Background: an optimization exercise with open tools, aiming at small area, a short achievable clock period and few clock cycles. Do not read the settings as production practice. Only simulation tests tie the RTL to the original design; equivalence was not proved. The series may have gaps, and a smaller design here may also do less where the tests do not look.

==> flow/design.v, too long to show whole: its modules and the start of the top module <==
// module complex_adder: 16 lines
// module complex_subtractor: 35 lines
// module cmul_w1: 475 lines
// module cmul_w2: 327 lines
// module cmul_w3: 475 lines
// module cmul_w6: 331 lines
// module cmul_w9: 463 lines
// module register_bank: 9 lines
// module ks_gp: 73 lines
// module ks_carry: 13 lines
// module butterfly_radix4: 15 lines
// module butterfly_radix4_out: 29 lines
// module control_radix4: 22 lines
// module fft_radix4_top: 70 lines
module fft_radix4_top #(
    parameter WIDTH = 16
)(
    input wire clk,
    input wire rst_n,
    input wire start,
    input wire signed [WIDTH*16-1:0] data_in_real,
    input wire signed [WIDTH*16-1:0] data_in_imag,
    output wire signed [WIDTH*16-1:0] data_out_real,
    output wire signed [WIDTH*16-1:0] data_out_imag,
    output wire done,
    output wire valid
);
  // ...
==> flow/flow/run.sh <==
#!/bin/bash
# Own layout flow: the standard ORFS flow (standard.sh) with
#  - the standard flow's synthesis script plus flow/synth_hooks.tcl (no full-adder
#    extraction, ABC mapping with flow/abc.script);
#  - ports buffered with sky130_fd_sc_hd__buf_1;
#  - setup repair aiming at SETUP_SLACK_MARGIN ns of slack, worst path only.
# Runs in the standard flow's work folder; the make output goes to own_flow.log there and
# each ORFS step writes its own log under orfs/logs.
set -euo pipefail
W=$(pwd)
sed -e "s#^source \$::env(SCRIPTS_DIR)/synth.tcl#source $W/flow/synth_hooks.tcl\n&#" \
    synth_recipe.tcl > own_synth.tcl
grep -q synth_hooks own_synth.tcl
sed -e "s#SYNTH_SCRIPT=[^ ]*synth_recipe.tcl#SYNTH_SCRIPT=$W/own_synth.tcl#" standard.sh > own_standard.sh
grep -q own_synth.tcl own_standard.sh
export OWN_ABC_SCRIPT=$W/flow/abc.script
export BUFFER_PORTS_ARGS="-buffer_cell sky130_fd_sc_hd__buf_1"
export SETUP_SLACK_MARGIN=13
export TNS_END_PERCENT=0
bash own_standard.sh > own_flow.log 2>&1
==> flow/flow/abc.script <==
strash
dch
map -D 6000
topo
stime -c
buffer -c
upsize -c -D 6000
dnsize -c -D 6000
==> flow/flow/synth_hooks.tcl <==
# Sourced by own_synth.tcl (the standard flow's synth_recipe.tcl) just before ORFS's
# synth.tcl. Two changes to the standard flow's synthesis, neither touching registers:
#  - Yosys's full-adder extraction is skipped, so ABC maps the adders;
#  - ABC maps with flow/abc.script (delay target) instead of ORFS's script.
proc extract_fa {args} {
  puts "own flow: full-adder extraction skipped"
}
proc abc {args} {
  set i [lsearch -exact $args -script]
  if { $i >= 0 && [info exists ::env(OWN_ABC_SCRIPT)] } {
    set args [lreplace $args [expr {$i + 1}] [expr {$i + 1}] $::env(OWN_ABC_SCRIPT)]
  }
  puts "own flow: abc $args"
  yosys abc {*}$args
}
==> flow/standard.sh <==
#!/bin/bash
# synth_recipe.tcl (not shown) runs the flow's synth.tcl, then flattens the netlist and writes it again
# the make line also repeats each setting of config.mk as NAME=value (left out here)
make -C /OpenROAD-flow-scripts/flow DESIGN_CONFIG=/design/flow/config.mk WORK_HOME=/design/flow/orfs CLKGATE_MAP_FILE= SYNTH_SCRIPT=/design/flow/synth_recipe.tcl "${@:-finish}"
==> flow/config.mk <==
export PLATFORM = sky130hd
export DESIGN_NAME = fft_radix4_top
export DESIGN_NICKNAME = fft_radix4_top
export VERILOG_FILES = /design/flow/design.v
export SDC_FILE = /design/flow/constraint.sdc
export NUM_CORES = 8
export LEC_CHECK = 0
export ABC_AREA = 1
export CAP_MARGIN = 20
export CORE_MARGIN = 2
export CORE_UTILIZATION = 40
export SLEW_MARGIN = 20
==> flow/constraint.sdc <==
create_clock -name core_clock -period 20.0 [get_ports {clk}]
set_input_delay 4.0000 -clock core_clock [delete_from_list [all_inputs] [get_ports {clk}]]
set_output_delay 4.0000 -clock core_clock [all_outputs]
set_load 0.01 [all_outputs]
==> run_1/clock_wires.png <==
Drawn at 1 px/um.
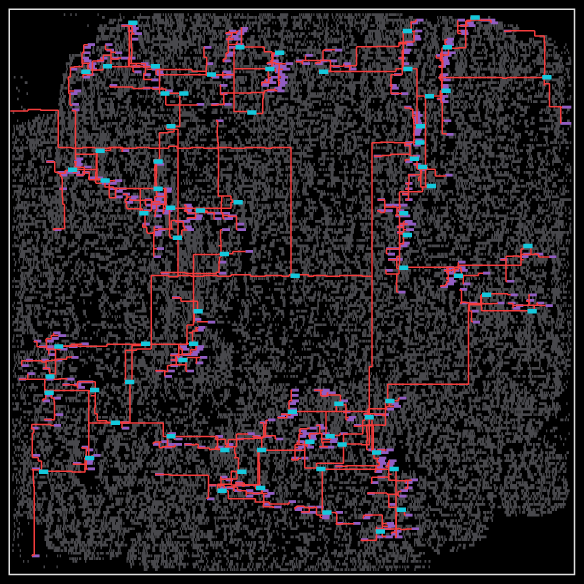
legend:
  flip-flops:
    colour: purple
    count: 514
  clock wires:
    colour: red
    length: 11000 um
  clock-net drivers:
    colour: cyan
    count: 75
flops lie: all over the die
routed clock nets: 76
worst clock skew: 0.0616 ns
worst-skew pair later-pin latency: 0.86 ns

==> run_1/m2.png <==
Drawn at 1.5 px/um.
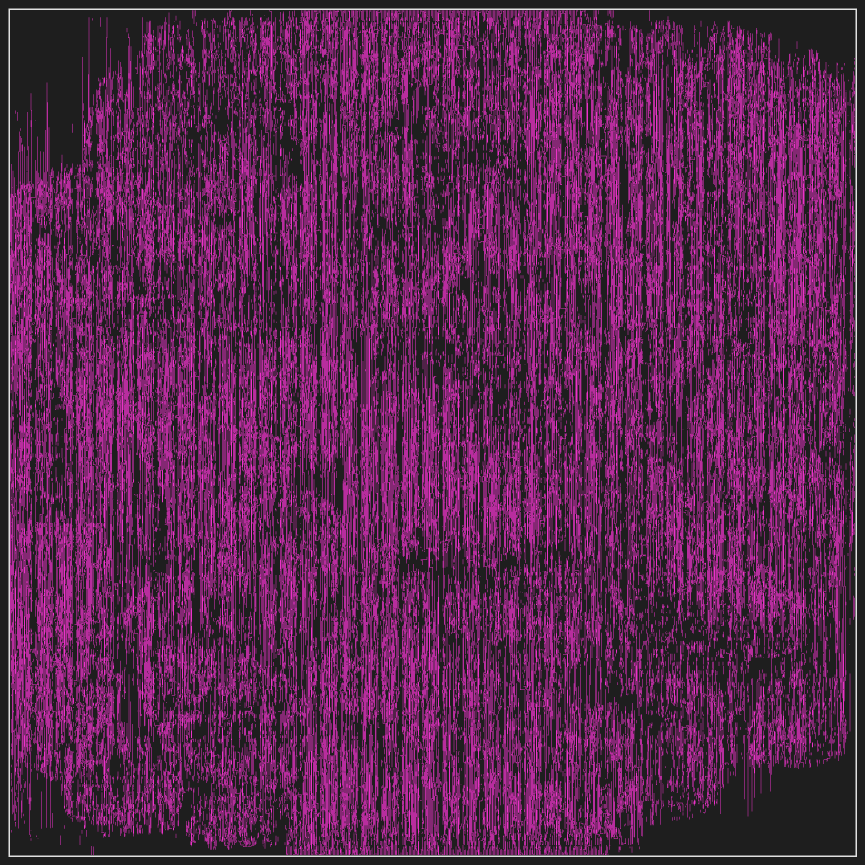
share of all routed wire: 39%
wire length on this layer: 287 mm
longest straight run: 199 um
main direction: vertical

==> run_1/blocks.png <==
Drawn at 1 px/um.
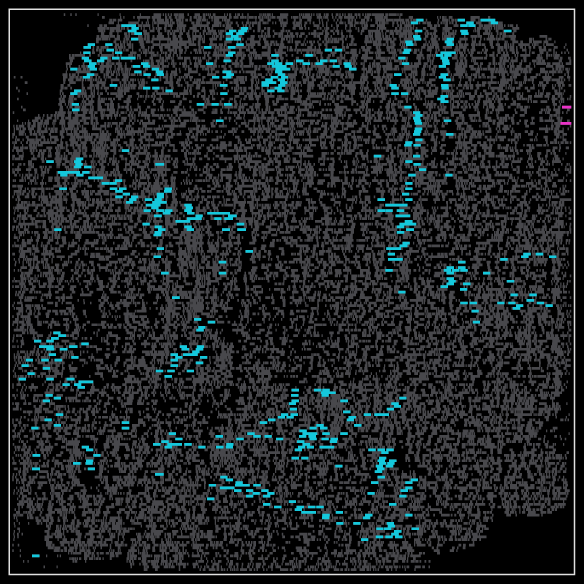
legend:
  `bank`:
    colour: cyan
    flops: 512
    where: all over the die
  `ctrl`:
    colour: magenta
    flops: 2
Die ar.: 318000 um^2
Final Core Density: 47.5%

==> run_1/layers.png <==
Drawn at 1 px/um. Only two layers are drawn.
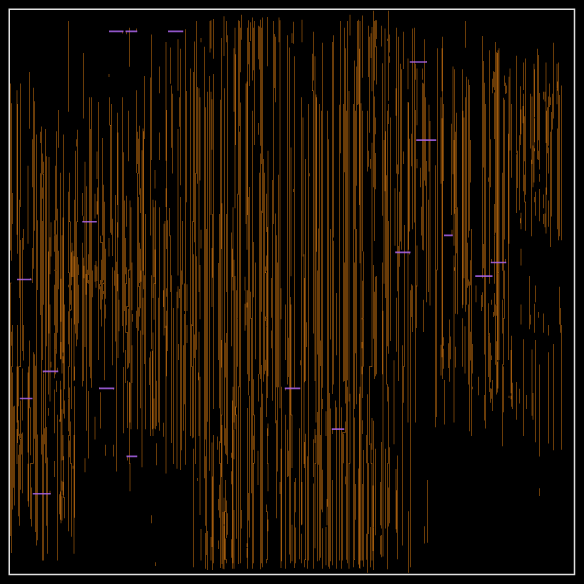
legend:
  M4:
    colour: orange
    wire_length: 83.3 mm
  M5:
    colour: purple
    wire_length: 236 um
average wire per standard cell: 24.5 um
final wirelength: 734000 um
GRT Total Usage: 43.5%
via count: 165000

==> impl_metrics.toml, run 1 <==
[run_status]
status = "no timing/DRC/antenna violations"

[clock_tree]
cts_hold_buffers = 0
cts_made_buffers = 75
clockRootBuffer = "clkbuf_16"
cts_tree = "yes"
cts-resized-gates = 686
clk_path_buf_depth = 4
clk_pin_slew_ns = 0.06
cts_setup_buffers = 159

[worst_setup_path]
critPathTopFamily = "compound AO/OA/AOI/OAI gates"
arrival_ns = 5.69
worstPathMaxFanout = 4
cp_common_cell = "nor2_1"
endpoint_kind = "output port"
worst-path-buf-inv = 5
worstPathCellList = "inv_1 > nor2_2 > nor2_2 > buf_4 > buf_4 > nor2_1 > a221oi_1 > o22ai_1 > a21oi_1 > nor2_1 > nor2_1 > o21ai_0 > inv_1 > a21oi_1 > nor2_1 > nor2_1 > nor2_1 > o21ai_0 > nand2_1 > a21oi_1 > o21a_1 > or2_2 > a31oi_2 > buf_1"
r2r_slack_ns = 10.48
cp.required_ns = 16.00
reg2regPathDepth = 50
crit_cells = 24
slowest_delay_ns = 0.74

[final_layout]
multi_input_area_share_pct = 71.7
fillerInstances = 34700
num-nets-final = 26100
instances_no_fill = 29900
clockNetworkAreaShare_pct = 1.65
multi_input_gates = 19700
seq_cells = 514
num-clock-buffers = 97
n_all_inverters = 3627
largest_reg_flops = 512
area_delta_synth_final_pct = 18.1
layout-drive-gt1-share_pct = 11.7
biggestCellCategory = "multi-input combinational cells"
buffers = 1656
sh_seq_area_pct = 7.02
buffer_area_share_pct = 6.47

[die]
tap_cells = 4140
core-area_um2 = 312000

[grt]
overflow = 0
grt_max_degree = 150
antenna_found_initial = 115
grt_pass1_vias = 142000

[logic_synthesis]
synth_seq_cells = 514
yosys.area.top_type = "nand2_1"
yosysSeqAreaShare_pct = 8.22
synth_flop_cell = "dfxtp_1"
synth_top_area_share_pct = 20.0
postSynthAreaPerCell_um2 = 5.18
syn_nets = 24700
synth-edff-count = 0
synthesis.area_um2 = 125000

[sta]
max-slew-margin-rel_pct = 11.9
fmax_ghz = 0.103
tns_ns = 0
final_hold_viol_count = 0
setup_viol = 0
rsz0062_at_grt = "true"
final_max_slew_viol_count = 0

[drt]
firstDrtPassIters = 10
antenna_left = 0
drcViolationCount = 0
drt_iter0_markers = 19200
vias_per_cell = 5.50

[placed_design]
routabilityCongestion = 1.13
io_buffers = 1028
hpwl_um = 629000

[run]
maxCapViolations = 0

[min_path]
min_path_type = "register to register"
Testbench counts for the RTL of run 1, summed over its fixed seeds: cycles 1,528.
==> run 1: cell families after synthesis <==
| logic type | count (synthesis) | synth area share, % |
|---|---|---|
| compound gates | 4811 | 22.4 |
| xor+xnor | 2006 | 14.1 |
| fa+ha+maj | 36 | 0.288 |
| buf+inv | 3995 | 12.4 |
| flops | 514 | 8.22 |
| mux | 18 | 0.144 |
| simple gates | 12800 | 42.5 |
==> run 1: cells in the mapped netlist, types with 37 or more instances <==
cell	number
a21boi_0	163
a21boi_1	44
a21o_1	55
a21oi_1	1565
a21oi_2	50
a22oi_1	50
a31oi_1	232
and2_1	96
buf_2	74
buf_6	39
clkbuf_1	202
clkinv_1	38
dfxtp_1	512
inv_1	3444
inv_2	141
nand2_1	6665
nand2_2	92
nand3_1	792
nand3b_1	86
nand4_1	131
nor2_1	3838
nor2_2	87
nor3_1	198
o211ai_1	104
o21a_1	136
o21ai_0	1526
o21ai_1	319
o21ai_2	100
o21bai_1	109
o22ai_1	37
o31ai_1	63
or2_1	255
or2_2	418
xnor2_1	486
xor2_1	1505
==> run 1: per-layer routing <==
layer	routed length (um)	up-vias	GRT usage, %	part of all wire, %
met1	282000	74800	53.5	38
li1	-	79500	-	-
met5	236	-	0	0.032
met3	81100	1779	10.2	11
met2	287000	8526	61.5	39
met4	83300	36	42.3	11
==> run 1: metrics by stage <==
stage / instance area, um^2 / setup slack [ns] / hold slack (ns)
after CTS: 142000 / 10.47 / 1.18
after global routing: 148000 / 10.12 / 1.31
after floorplan: 126000 / 12.18 / 0.352
after global placement: 135000 / 8.46 / 1.18
after detailed placement: 135000 / 8.56 / 1.19
final: 148000 / 10.31 / 1.26
==> run 1: cells in the final DEF (no fill, tap or decap), types with 54 or more instances in the layout <==
master,count
xnor2_1,460
or2_2,414
a21o_1,55
nand2_1,6511
and2_1,89
nand3b_1,86
a21oi_2,176
xor2_1,1456
o21a_1,131
nand2_4,64
o21ai_1,355
a31oi_1,157
clkbuf_16,79
buf_4,549
a21oi_1,1370
or2_1,253
nand3_1,767
o211ai_1,104
dfxtp_1,470
diode_2,153
a21oi_4,79
buf_1,972
a21boi_0,154
nor2_1,3647
nand2_2,184
o21ai_0,1363
o21ai_2,186
buf_12,54
nand4_1,132
o21bai_1,94
inv_1,3367
nor2_2,203
nor2_4,98
inv_2,165
nor3_1,173
==> run_1/ir_map.png <==
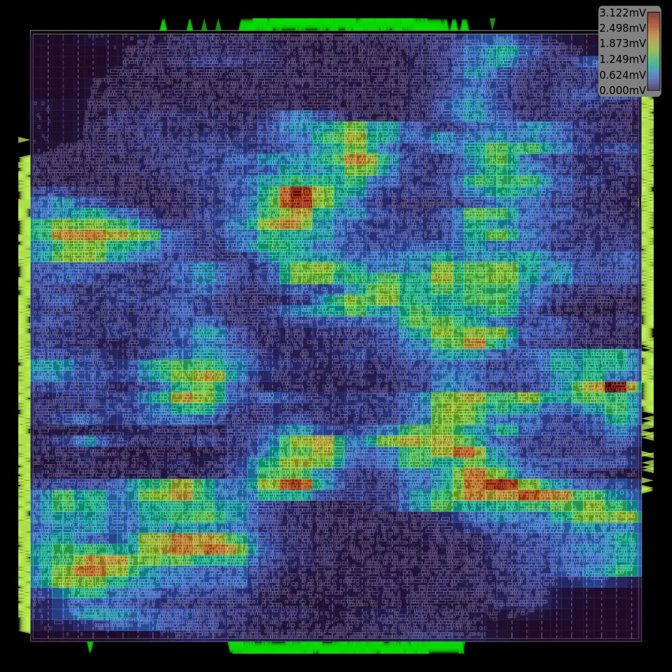

==> run 2, diff against run 1 <==
--- a/flow/design.v
+++ b/flow/design.v
@@ -16,7 +16,7 @@
 endmodule
 module complex_subtractor #(
     parameter CIN = 0,
-    parameter STYLE = 1
+    parameter STYLE = 0
 )(
     input  wire [16:0] a,
     input  wire [16:0] b,
--- a/flow/flow/run.sh
+++ b/flow/flow/run.sh
@@ -15,6 +15,6 @@
 grep -q own_synth.tcl own_standard.sh
 export OWN_ABC_SCRIPT=$W/flow/abc.script
 export BUFFER_PORTS_ARGS="-buffer_cell sky130_fd_sc_hd__buf_1"
-export SETUP_SLACK_MARGIN=13
+export SETUP_SLACK_MARGIN=11
 export TNS_END_PERCENT=0
 bash own_standard.sh > own_flow.log 2>&1
==> run_2/ir_map.png <==
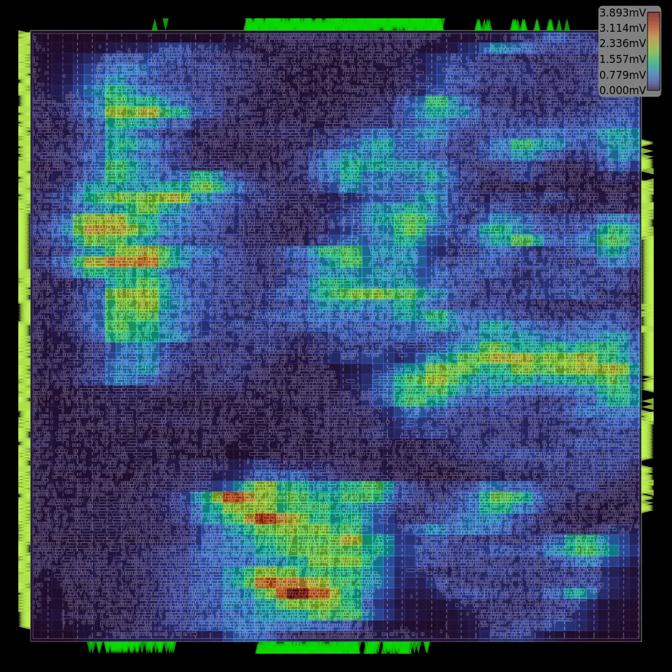

==> run_2/layers.png <==
Drawn at 1 px/um. Only two layers are drawn.
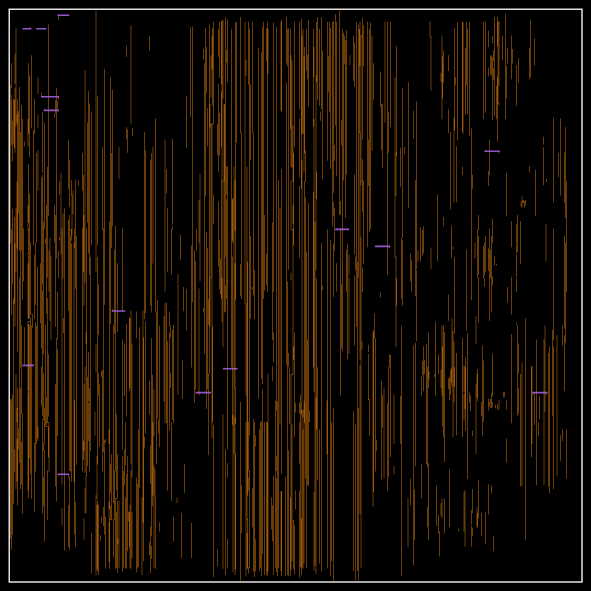
legend:
  M5:
    colour: purple
    wire_length: 168 um
  M4:
    colour: orange
    wire_length: 71.5 mm
average wire per standard cell: 22.4 um
final wirelength: 691000 um
via count: 168000
GRT Total Usage: 39.5%

==> impl_metrics.toml, run 2 <==
[grt]
antenna_found_initial = 85
grt_pass1_vias = 146000
overflow = 0
grt_pass1_wl_um = 955000
grt_max_degree = 122

[clock_tree]
clkSinkCount = 514
cts_hold_buffers = 0
insertion_delay_ns = 0.75
cts_tree = "yes"
clk_path_buf_depth = 3
clk_pin_slew_ns = 0.06
cts_made_buffers = 72
clockRootBuffer = "clkbuf_16"
htree_levels = 3

[drt]
firstDrtPassIters = 7
drt_iter0_markers = 17000
drcViolationCount = 0
vias_per_cell = 5.43
antenna_left = 0

[final_layout]
multi_input_area_um2 = 112000
num-nets-final = 26900
seq_area_um2 = 10500
area_delta_synth_final_pct = 20.9
largest_reg_flops = 512
final_cell_mix = "nand2_1, nor2_1, inv_1"
layout_commonest_cell = "nand2_1"
finish.utilization_pct = 48.5
fillerInstances = 35400
layout-drive-gt1-share_pct = 14.1
final_area_um2 = 156000

[logic_synthesis]
yosysSeqAreaShare_pct = 8.00
synthesis.area_um2 = 129000
synthTopCellsByArea = "nand2_1, nor2_1, xor2_1"
synth_top_area_share_pct = 19.2
synth_seq_cells = 514
syn_nets = 25500
yosysMostFrequentCell = "nand2_1"
synth-edff-count = 0
netlist_top_cells_count = "nand2_1, nor2_1, inv_1"
synth_flop_cell = "dfxtp_1"
ys_types = 126
ys_warn_count = 6
syn_inst = 25000
postSynthAreaPerCell_um2 = 5.16
yosys.area.top_type = "nand2_1"
synthArstFlopShare_pct = 0.389

[placed_design]
dp_slack_ns = 8.75
routabilityCongestion = 1.10
hpwl_um = 582000
place_area_um2 = 137000
io_buffers = 1028

[sta]
fmax_ghz = 0.110
fin_crit_sh_pct = 45.6
tightest_slew_ns = 1.36
tns_ns = 0
period_needed_ns = 9.12
clock_skew_ns = 0.0597
final_max_slew_viol_count = 0
setup_ws_ns = 10.88
max-slew-margin-rel_pct = 8.90
setup_viol = 0
rsz0062_at_grt = "true"
final_hold_viol_count = 0

[run_status]
status = "no timing/DRC/antenna violations"

[worst_setup_path]
cp.required_ns = 16.00
slowest_delay_ns = 0.36
r2r_slack_ns = 10.99
critPathLaunchType = "register"
slowest_stage = "dfxtp_4"
worstPathMaxFanout = 10
arrival_ns = 5.12
endpoint_kind = "output port"
crit_type = "register to output port"
reg2regPathDepth = 50

[die]
num_rows = 208
die_h_um = 571
dieArea_um2 = 326000
core-area_um2 = 321000
start_util_pct = 40.1
die_width_um = 571
io-pin-count = 1029

[min_path]
hold_path_depth = 1
min_path_type = "register to register"

[run]
maxCapViolations = 0
Testbench counts for the RTL of run 2, summed over its fixed seeds: cycles 1,528.
run 2: cells by family after synthesis:
kind of cell | after synthesis | share of synthesized area (%)
xor gates and xnor gates | 2096 | 14.4
AOI/OAI and AO/OA | 4987 | 22.4
adders and majority gates | 31 | 0.242
DFF | 514 | 8.00
muxes | 33 | 0.257
buffers and inverters | 4373 | 13.1
and+or+nand+nor | 12900 | 41.6
run 2: area by class of cell:
class / instances / share of cell area, %
antenna: 105 / 0.169
clock buffer: 80 / 1.20
clock inverter: 51 / 0.509
inverter: 3981 / 9.83
multi-input combinational: 20100 / 71.6
sequential: 514 / 6.72
tap: 4305 / 3.46
timing repair buffer: 1742 / 6.45
timing repair inverter: 3 / 0.0177
run 2: per-layer routing:
layer | wire (um) | track usage (%)
met1 | 269000 | 48.1
met5 | 168 | 0
met3 | 66300 | 8.04
met4 | 71500 | 34.0
met2 | 284000 | 59.3
run 2: metrics by stage:
stage,hold slack [ns],instances
finish,1.13,30900
global route,1.13,30800
CTS,1.10,30300
detailed placement,1.10,30100
global placement,1.12,30100
floorplan,0.455,25000
run 2: timing repair:
| item | 4_1_cts | 5_1_grt |
|---|---|---|
| cloned | 10 | 23 |
| buffers inserted | 131 | 416 |
| endpoints found under the setup margin | 698 | 794 |
| pin swaps | 75 | 336 |
| resized for setup | 890 | 1796 |
run 2: worst max-delay path: cells and delay by family, from the launching register on:
| kind | cells | cell delay (ns) |
|---|---|---|
| and+or+nand+nor | 21 | 2.28 |
| DFF | 1 | 0.36 |
| AOI/OAI and AO/OA | 6 | 0.99 |
| buffers and inverters | 5 | 0.75 |
==> run_2/clock_wires.png <==
Drawn at 1 px/um.
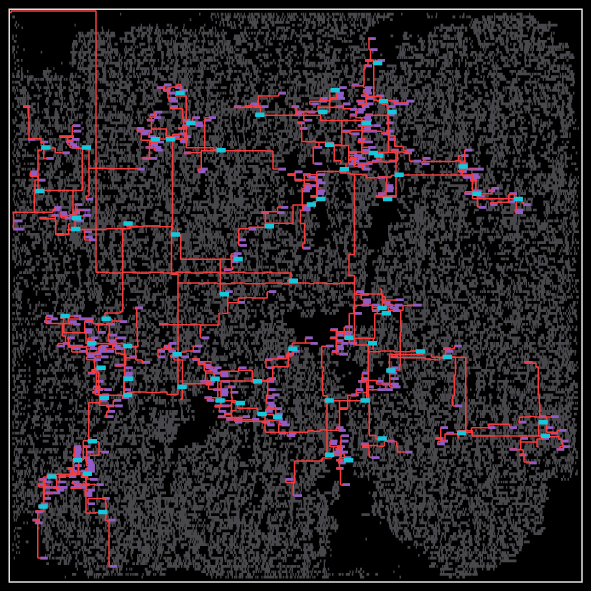

==> run 3, diff against run 2 <==
--- a/flow/design.v
+++ b/flow/design.v
@@ -16,7 +16,7 @@
 endmodule
 module complex_subtractor #(
     parameter CIN = 0,
-    parameter STYLE = 0
+    parameter STYLE = 1
 )(
     input  wire [16:0] a,
     input  wire [16:0] b,
==> flow/flow/run.sh (replaced) <==
#!/bin/bash
# Own layout flow: the standard ORFS flow (standard.sh, standard
# synthesis) with
#  - ports buffered with sky130_fd_sc_hd__buf_1;
#  - setup repair aiming at SETUP_SLACK_MARGIN ns of slack, worst path only.
# Runs in the standard flow's work folder; the make output goes to own_flow.log there and
# each ORFS step writes its own log under orfs/logs.
set -euo pipefail
export BUFFER_PORTS_ARGS="-buffer_cell sky130_fd_sc_hd__buf_1"
export SETUP_SLACK_MARGIN=13
export TNS_END_PERCENT=0
bash standard.sh > own_flow.log 2>&1
removed: flow/flow/abc.script
removed: flow/flow/synth_hooks.tcl
==> run_3/clock_wires.png <==
Drawn at 1 px/um.
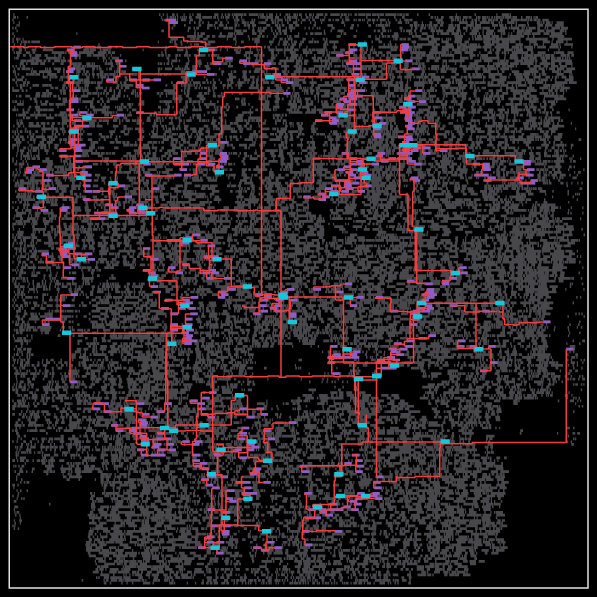
legend:
  clock-net drivers:
    colour: cyan
    count: 75
  clock wires:
    colour: red
    length: 11300 um
  flip-flops:
    colour: purple
    count: 514
routed clock nets: 76

==> run_3/layers.png <==
Drawn at 1 px/um. Only two layers are drawn.
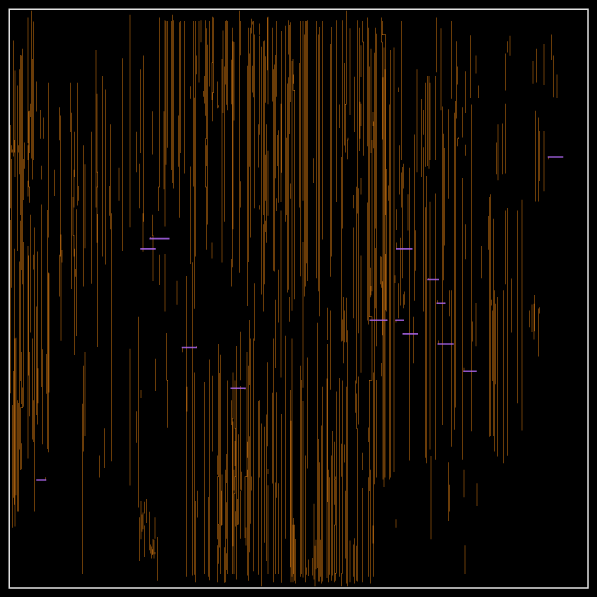
legend:
  M4:
    colour: orange
    wire_length: 54.5 mm
  M5:
    colour: purple
    wire_length: 179 um

==> impl_metrics.toml, run 3 <==
[clock_tree]
htree_levels = 3
clkSinkCount = 514
cts_made_buffers = 75
cts_tree = "yes"
clk_path_buf_depth = 3
clk_pin_slew_ns = 0.06
cts_hold_buffers = 0

[logic_synthesis]
netlist_top_cells_count = "inv_1, nand2_1, ha_1"
synth_top_family_by_area = "adder cells"
synth_adder_area_share_pct = 40.3
ys_types = 79
syn_inst = 18500
synth-edff-count = 0
synthesis.area_um2 = 131000
synth_compound_area_share_pct = 13.3
yosysMostFrequentCell = "inv_1"
synthTopCellsByArea = "fa_1, ha_1, inv_1"
ys_warn_count = 6
synth_xor_area_share_pct = 6.70

[worst_setup_path]
crit_cells = 70
reg2regPathDepth = 70
slowest_delay_ns = 0.55
crit_type = "register to register"
worst-path-buf-inv = 12
worstPathMaxFanout = 8
cp.required_ns = 20.66
cp_common_cell = "nand2_2"
arrival_ns = 12.02
r2r_slack_ns = 8.64

[min_path]
min_path_type = "register to register"

[die]
die_h_um = 577
die_width_um = 577
io-pin-count = 1029
num_rows = 210
dieArea_um2 = 333000

[drt]
wl_um = 624000
drcViolationCount = 0
firstDrtPassIters = 7
wire_per_inst_um = 25.8
drt_iter0_markers = 12100
antenna_left = 0

[sta]
max-slew-margin-rel_pct = 12.3
tns_ns = 0
period_needed_ns = 11.36
tightest_slew_ns = 1.31
fin_crit_sh_pct = 56.8
fmax_ghz = 0.0881
final_max_slew_viol_count = 0

[run]
maxCapViolations = 0

[placed_design]
place_area_um2 = 141000
routabilityCongestion = 1.07

[grt]
grt_max_degree = 110
antenna_found_initial = 75
grt.total_usage_pct = 36.5
grt_pass1_wl_um = 873000
overflow = 0

[final_layout]
finish.utilization_pct = 45.9
final_area_um2 = 150000
fillerInstances = 34000
seq_area_um2 = 10300
layout-drive-gt1-share_pct = 8.94
final_cell_mix = "inv_1, nand2_1, ha_1"
num-nets-final = 23700

[run_status]
status = "no timing/DRC/antenna violations"

[power_and_ir_drop]
Testbench counts for the RTL of run 3, summed over its fixed seeds: cycles 1,528.
## run 3: logic make-up after synthesis
kind of cell             count (synthesis)
adder cells (fa/ha/maj)               3404
AO/OA/AOI/OAI                         3094
flip-flops                             514
XOR/XNOR                              1004
buffers and inverters                 4757
AND/OR/NAND/NOR                       5713
## run 3: metal layers
layer	GRT usage (%)	wire length, um
met3	6.66	52000
met5	0	178
met4	26.8	54500
met1	48.4	262000
met2	53.2	256000
## run 3: stage by stage
| stage | worst slack (ns) | cells |
|---|---|---|
| after detailed placement | 6.92 | 23600 |
| final | 8.64 | 24200 |
| after floorplan | 9.27 | 18500 |
| after global placement | 6.98 | 23600 |
| after CTS | 9.08 | 24100 |
| after global routing | 8.19 | 24200 |
## run 3: layout make-up
| cell class | instances | share of cell area, % |
|---|---|---|
| diodes | 68 | 0.113 |
| inverters | 4326 | 10.9 |
| repair buffers | 1611 | 5.63 |
| multi-input cells | 13200 | 71.1 |
| flip-flops and latches | 514 | 6.89 |
| well taps | 4346 | 3.62 |
| clock buffers | 92 | 1.35 |
| repair inverters | 5 | 0.0183 |
| clock inverters | 44 | 0.388 |
## run 3: repair_timing
item,CTS,global route
pin swaps,248,152
gates resized for setup,586,222
cloned,13,4
buffers inserted,296,71
setup endpoints to repair,1020,1024
==> run_3/blocks.png <==
Drawn at 1 px/um.
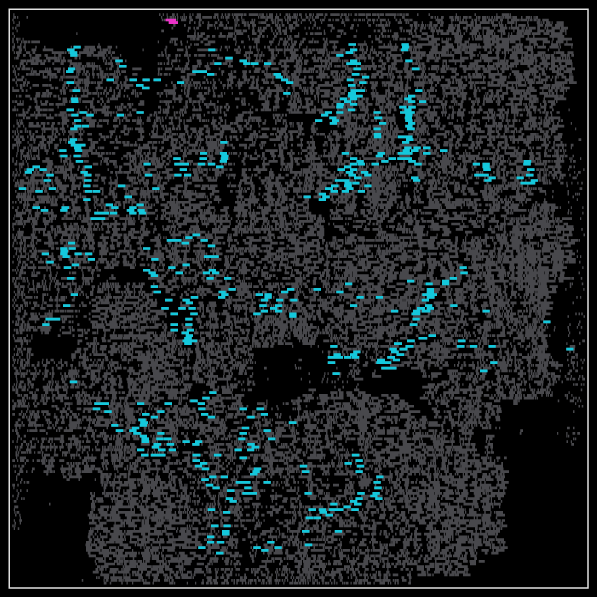

==> run 4, diff against run 3 <==
--- a/flow/config.mk
+++ b/flow/config.mk
@@ -10,3 +10,5 @@
 export CORE_MARGIN = 2
 export CORE_UTILIZATION = 40
 export SLEW_MARGIN = 20
+export SYNTH_HIERARCHICAL = 1
+export SYNTH_MINIMUM_KEEP_SIZE = 1500
==> run_4/blocks.png <==
Drawn at 1 px/um.
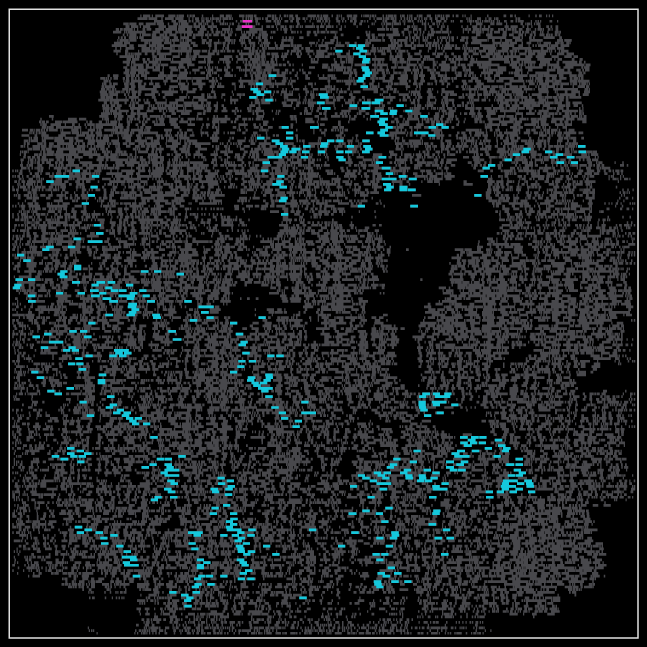
legend:
  `ctrl`:
    colour: magenta
    flops: 2
  `bank`:
    colour: cyan
    flops: 512
    where: all over the die
Final Core Density: 45.7%
Die ar.: 394000 um^2
Layout Cells excl Fill: 30300

==> run_4/m2.png <==
Drawn at 1 px/um.
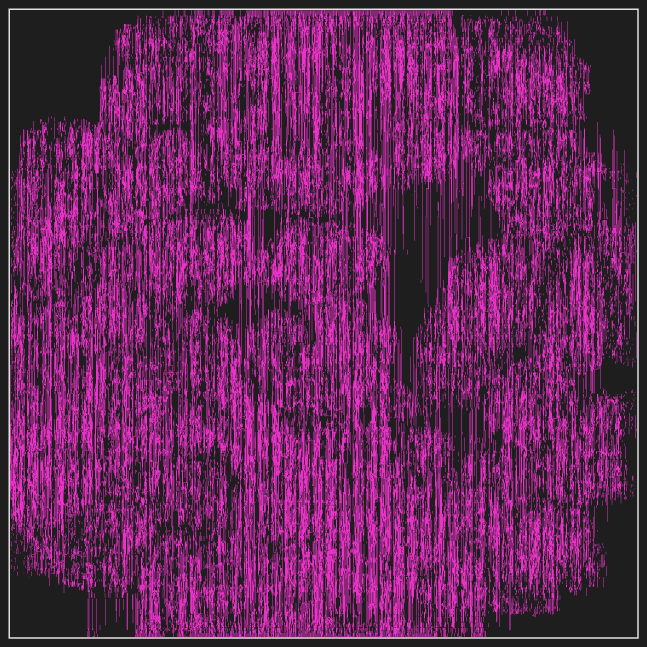
nets with wire on the layer: 22721
main direction: vertical
longest straight run: 276 um
share of all routed wire: 45%
wire length on this layer: 296 mm

==> impl_metrics.toml, run 4 <==
[final_layout]
area_delta_synth_final_pct = 13.5
num-nets-final = 28900
layout_commonest_cell = "nand2_1"
largest_reg_flops = 512
final_cell_mix = "nand2_1, inv_1, ha_1"
layout-drive-gt1-share_pct = 13.7

[die]
die_h_um = 627
core-area_um2 = 386000
start_util_pct = 40.2
io-pin-count = 1029
die_width_um = 627
num_rows = 228

[drt]
vias_per_cell = 5.06
vias = 153000
antenna_left = 0
firstDrtPassIters = 9
wl_um = 656000
drcViolationCount = 0
drt_iter0_markers = 11600
wire_per_inst_um = 21.6

[sta]
tns_ns = 0
period_needed_ns = 8.77
tightest_slew_ns = 1.14
final_hold_viol_count = 0
hold_ws_ns = 1.19
max-slew-margin-rel_pct = 24.0
setup_viol = 0
fmax_ghz = 0.114
fin_crit_sh_pct = 43.9
rsz0062_at_grt = "true"
final_max_slew_viol_count = 0
clock_skew_ns = 0.106

[min_path]
hold_path_depth = 1
min_path_type = "register to register"

[clock_tree]
cts_made_buffers = 77
insertion_delay_ns = 0.87
clk_path_buf_depth = 4
cts_tree = "yes"
clk_pin_slew_ns = 0.06
clkSinkCount = 514
clockRootBuffer = "clkbuf_16"
htree_levels = 3
cts_hold_buffers = 0

[grt]
use_met1_pct = 39.4
grt_pass1_wl_um = 944000
overflow = 0
antenna_found_initial = 36
grt_max_degree = 153
met3_usage_pct = 3.55
grt.total_usage_pct = 32.3
met2_usage_pct = 52.7
grt_pass1_vias = 146000
grt_busiest_layer = "met2"

[run]
maxCapViolations = 0

[placed_design]
dpl.cell_count = 29700
io_buffers = 1028
routabilityCongestion = 1.03
hpwl_um = 569000

[worst_setup_path]
arrival_ns = 9.49
endpoint_kind = "register"
r2r_slack_ns = 11.23
crit_type = "register to register"
reg2regPathDepth = 47
slowest_delay_ns = 0.57
cp_common_cell = "inv_1"
worstPathMaxFanout = 6
critPathLaunchType = "register"
slowest_stage = "fa_2"
cp.required_ns = 20.72

[logic_synthesis]
syn_nets = 27800
postSynthAreaPerCell_um2 = 6.49
ys_warn_count = 12
synthesis.area_um2 = 155000
syn_inst = 23900

[run_status]
status = "no timing/DRC/antenna violations"
run 4: through the flow:
step	area, um^2	setup slack, ns
CTS	172000	11.26
global route	176000	10.86
global placement	163000	9.54
detailed placement	163000	9.46
floorplan	156000	11.83
finish	176000	11.23
run 4: worst max-delay path: cells and delay by family, from the launching register on:
kind,cells,cell delay [ns]
DFF,1,0.35
buffers and inverters,10,0.84
xor gates and xnor gates,3,0.58
and+or+nand+nor,16,1.63
AOI/OAI and AO/OA,7,1.00
adders and majority gates,11,4.19
run 4: layout make-up:
class                   instances  area [um^2]
multi-input cells           18300       131000
diodes                         43          108
flip-flops and latches        514        10500
well taps                    5175         6470
inverters                    4651        17800
clock inverters                41          480
fillers                     41100       210000
repair buffers               1547         7990
clock buffers                  93         2080
run 4: per-layer routing:
| metal | vias up | share of wire, % |
|---|---|---|
| met5 | - | 0.0067 |
| met4 | 6 | 9.2 |
| met3 | 1180 | 5.4 |
| met2 | 4850 | 45 |
| met1 | 72300 | 40 |
| li1 | 75100 | - |
run 4: repair_timing:
action                     4_1_cts  5_1_grt
cloned                          15       11
resized for setup             1136      587
setup endpoints to repair      832      832
setup buffers                  265      161
pin swaps                      260      235

## re-timing with driven ports
How much do the figures lean on ideal ports? The routed layouts below were timed once more, with nothing changed but the port constraints. Step 1: set_driving_cell puts a clkbuf_16 on clk and a buf_2 on each other input, an assumption about the parent block. Step 2 also shifts input and output timing later by t, the mid clock arrival at the registers, as if the neighbouring blocks saw the same clock. Slacks: ideal / step 1 / step 2; pairs: ideal / step 1.
| run | t (ns) | slack for setup (ns) | hold WS [ns] | worst register clock-pin slew, ns | worst slew at a driven data input, ns |
|---|---|---|---|---|---|
| run 1 | 0.936 | 10.311 / 10.203 / 10.477 | 1.265 / 1.265 / 1.265 | 0.07 / 0.07 | 0.48 |
| run 2 | 0.843 | 10.880 / 10.759 / 10.758 | 1.133 / 1.133 / 1.133 | 0.07 / 0.07 | 0.27 |
| run 3 | 0.843 | 8.644 / 8.644 / 8.644 | 0.813 / 0.813 / 0.813 | 0.09 / 0.09 | 0.31 |
| run 4 | 0.925 | 11.227 / 11.177 / 11.227 | 1.189 / 1.189 / 1.189 | 0.07 / 0.07 | 0.18 |
After both steps setup and hold are still met in every run listed. The setup slack of run 2, which loses most, moves by -0.121 ns with the drivers and by -0.122 ns with both steps.
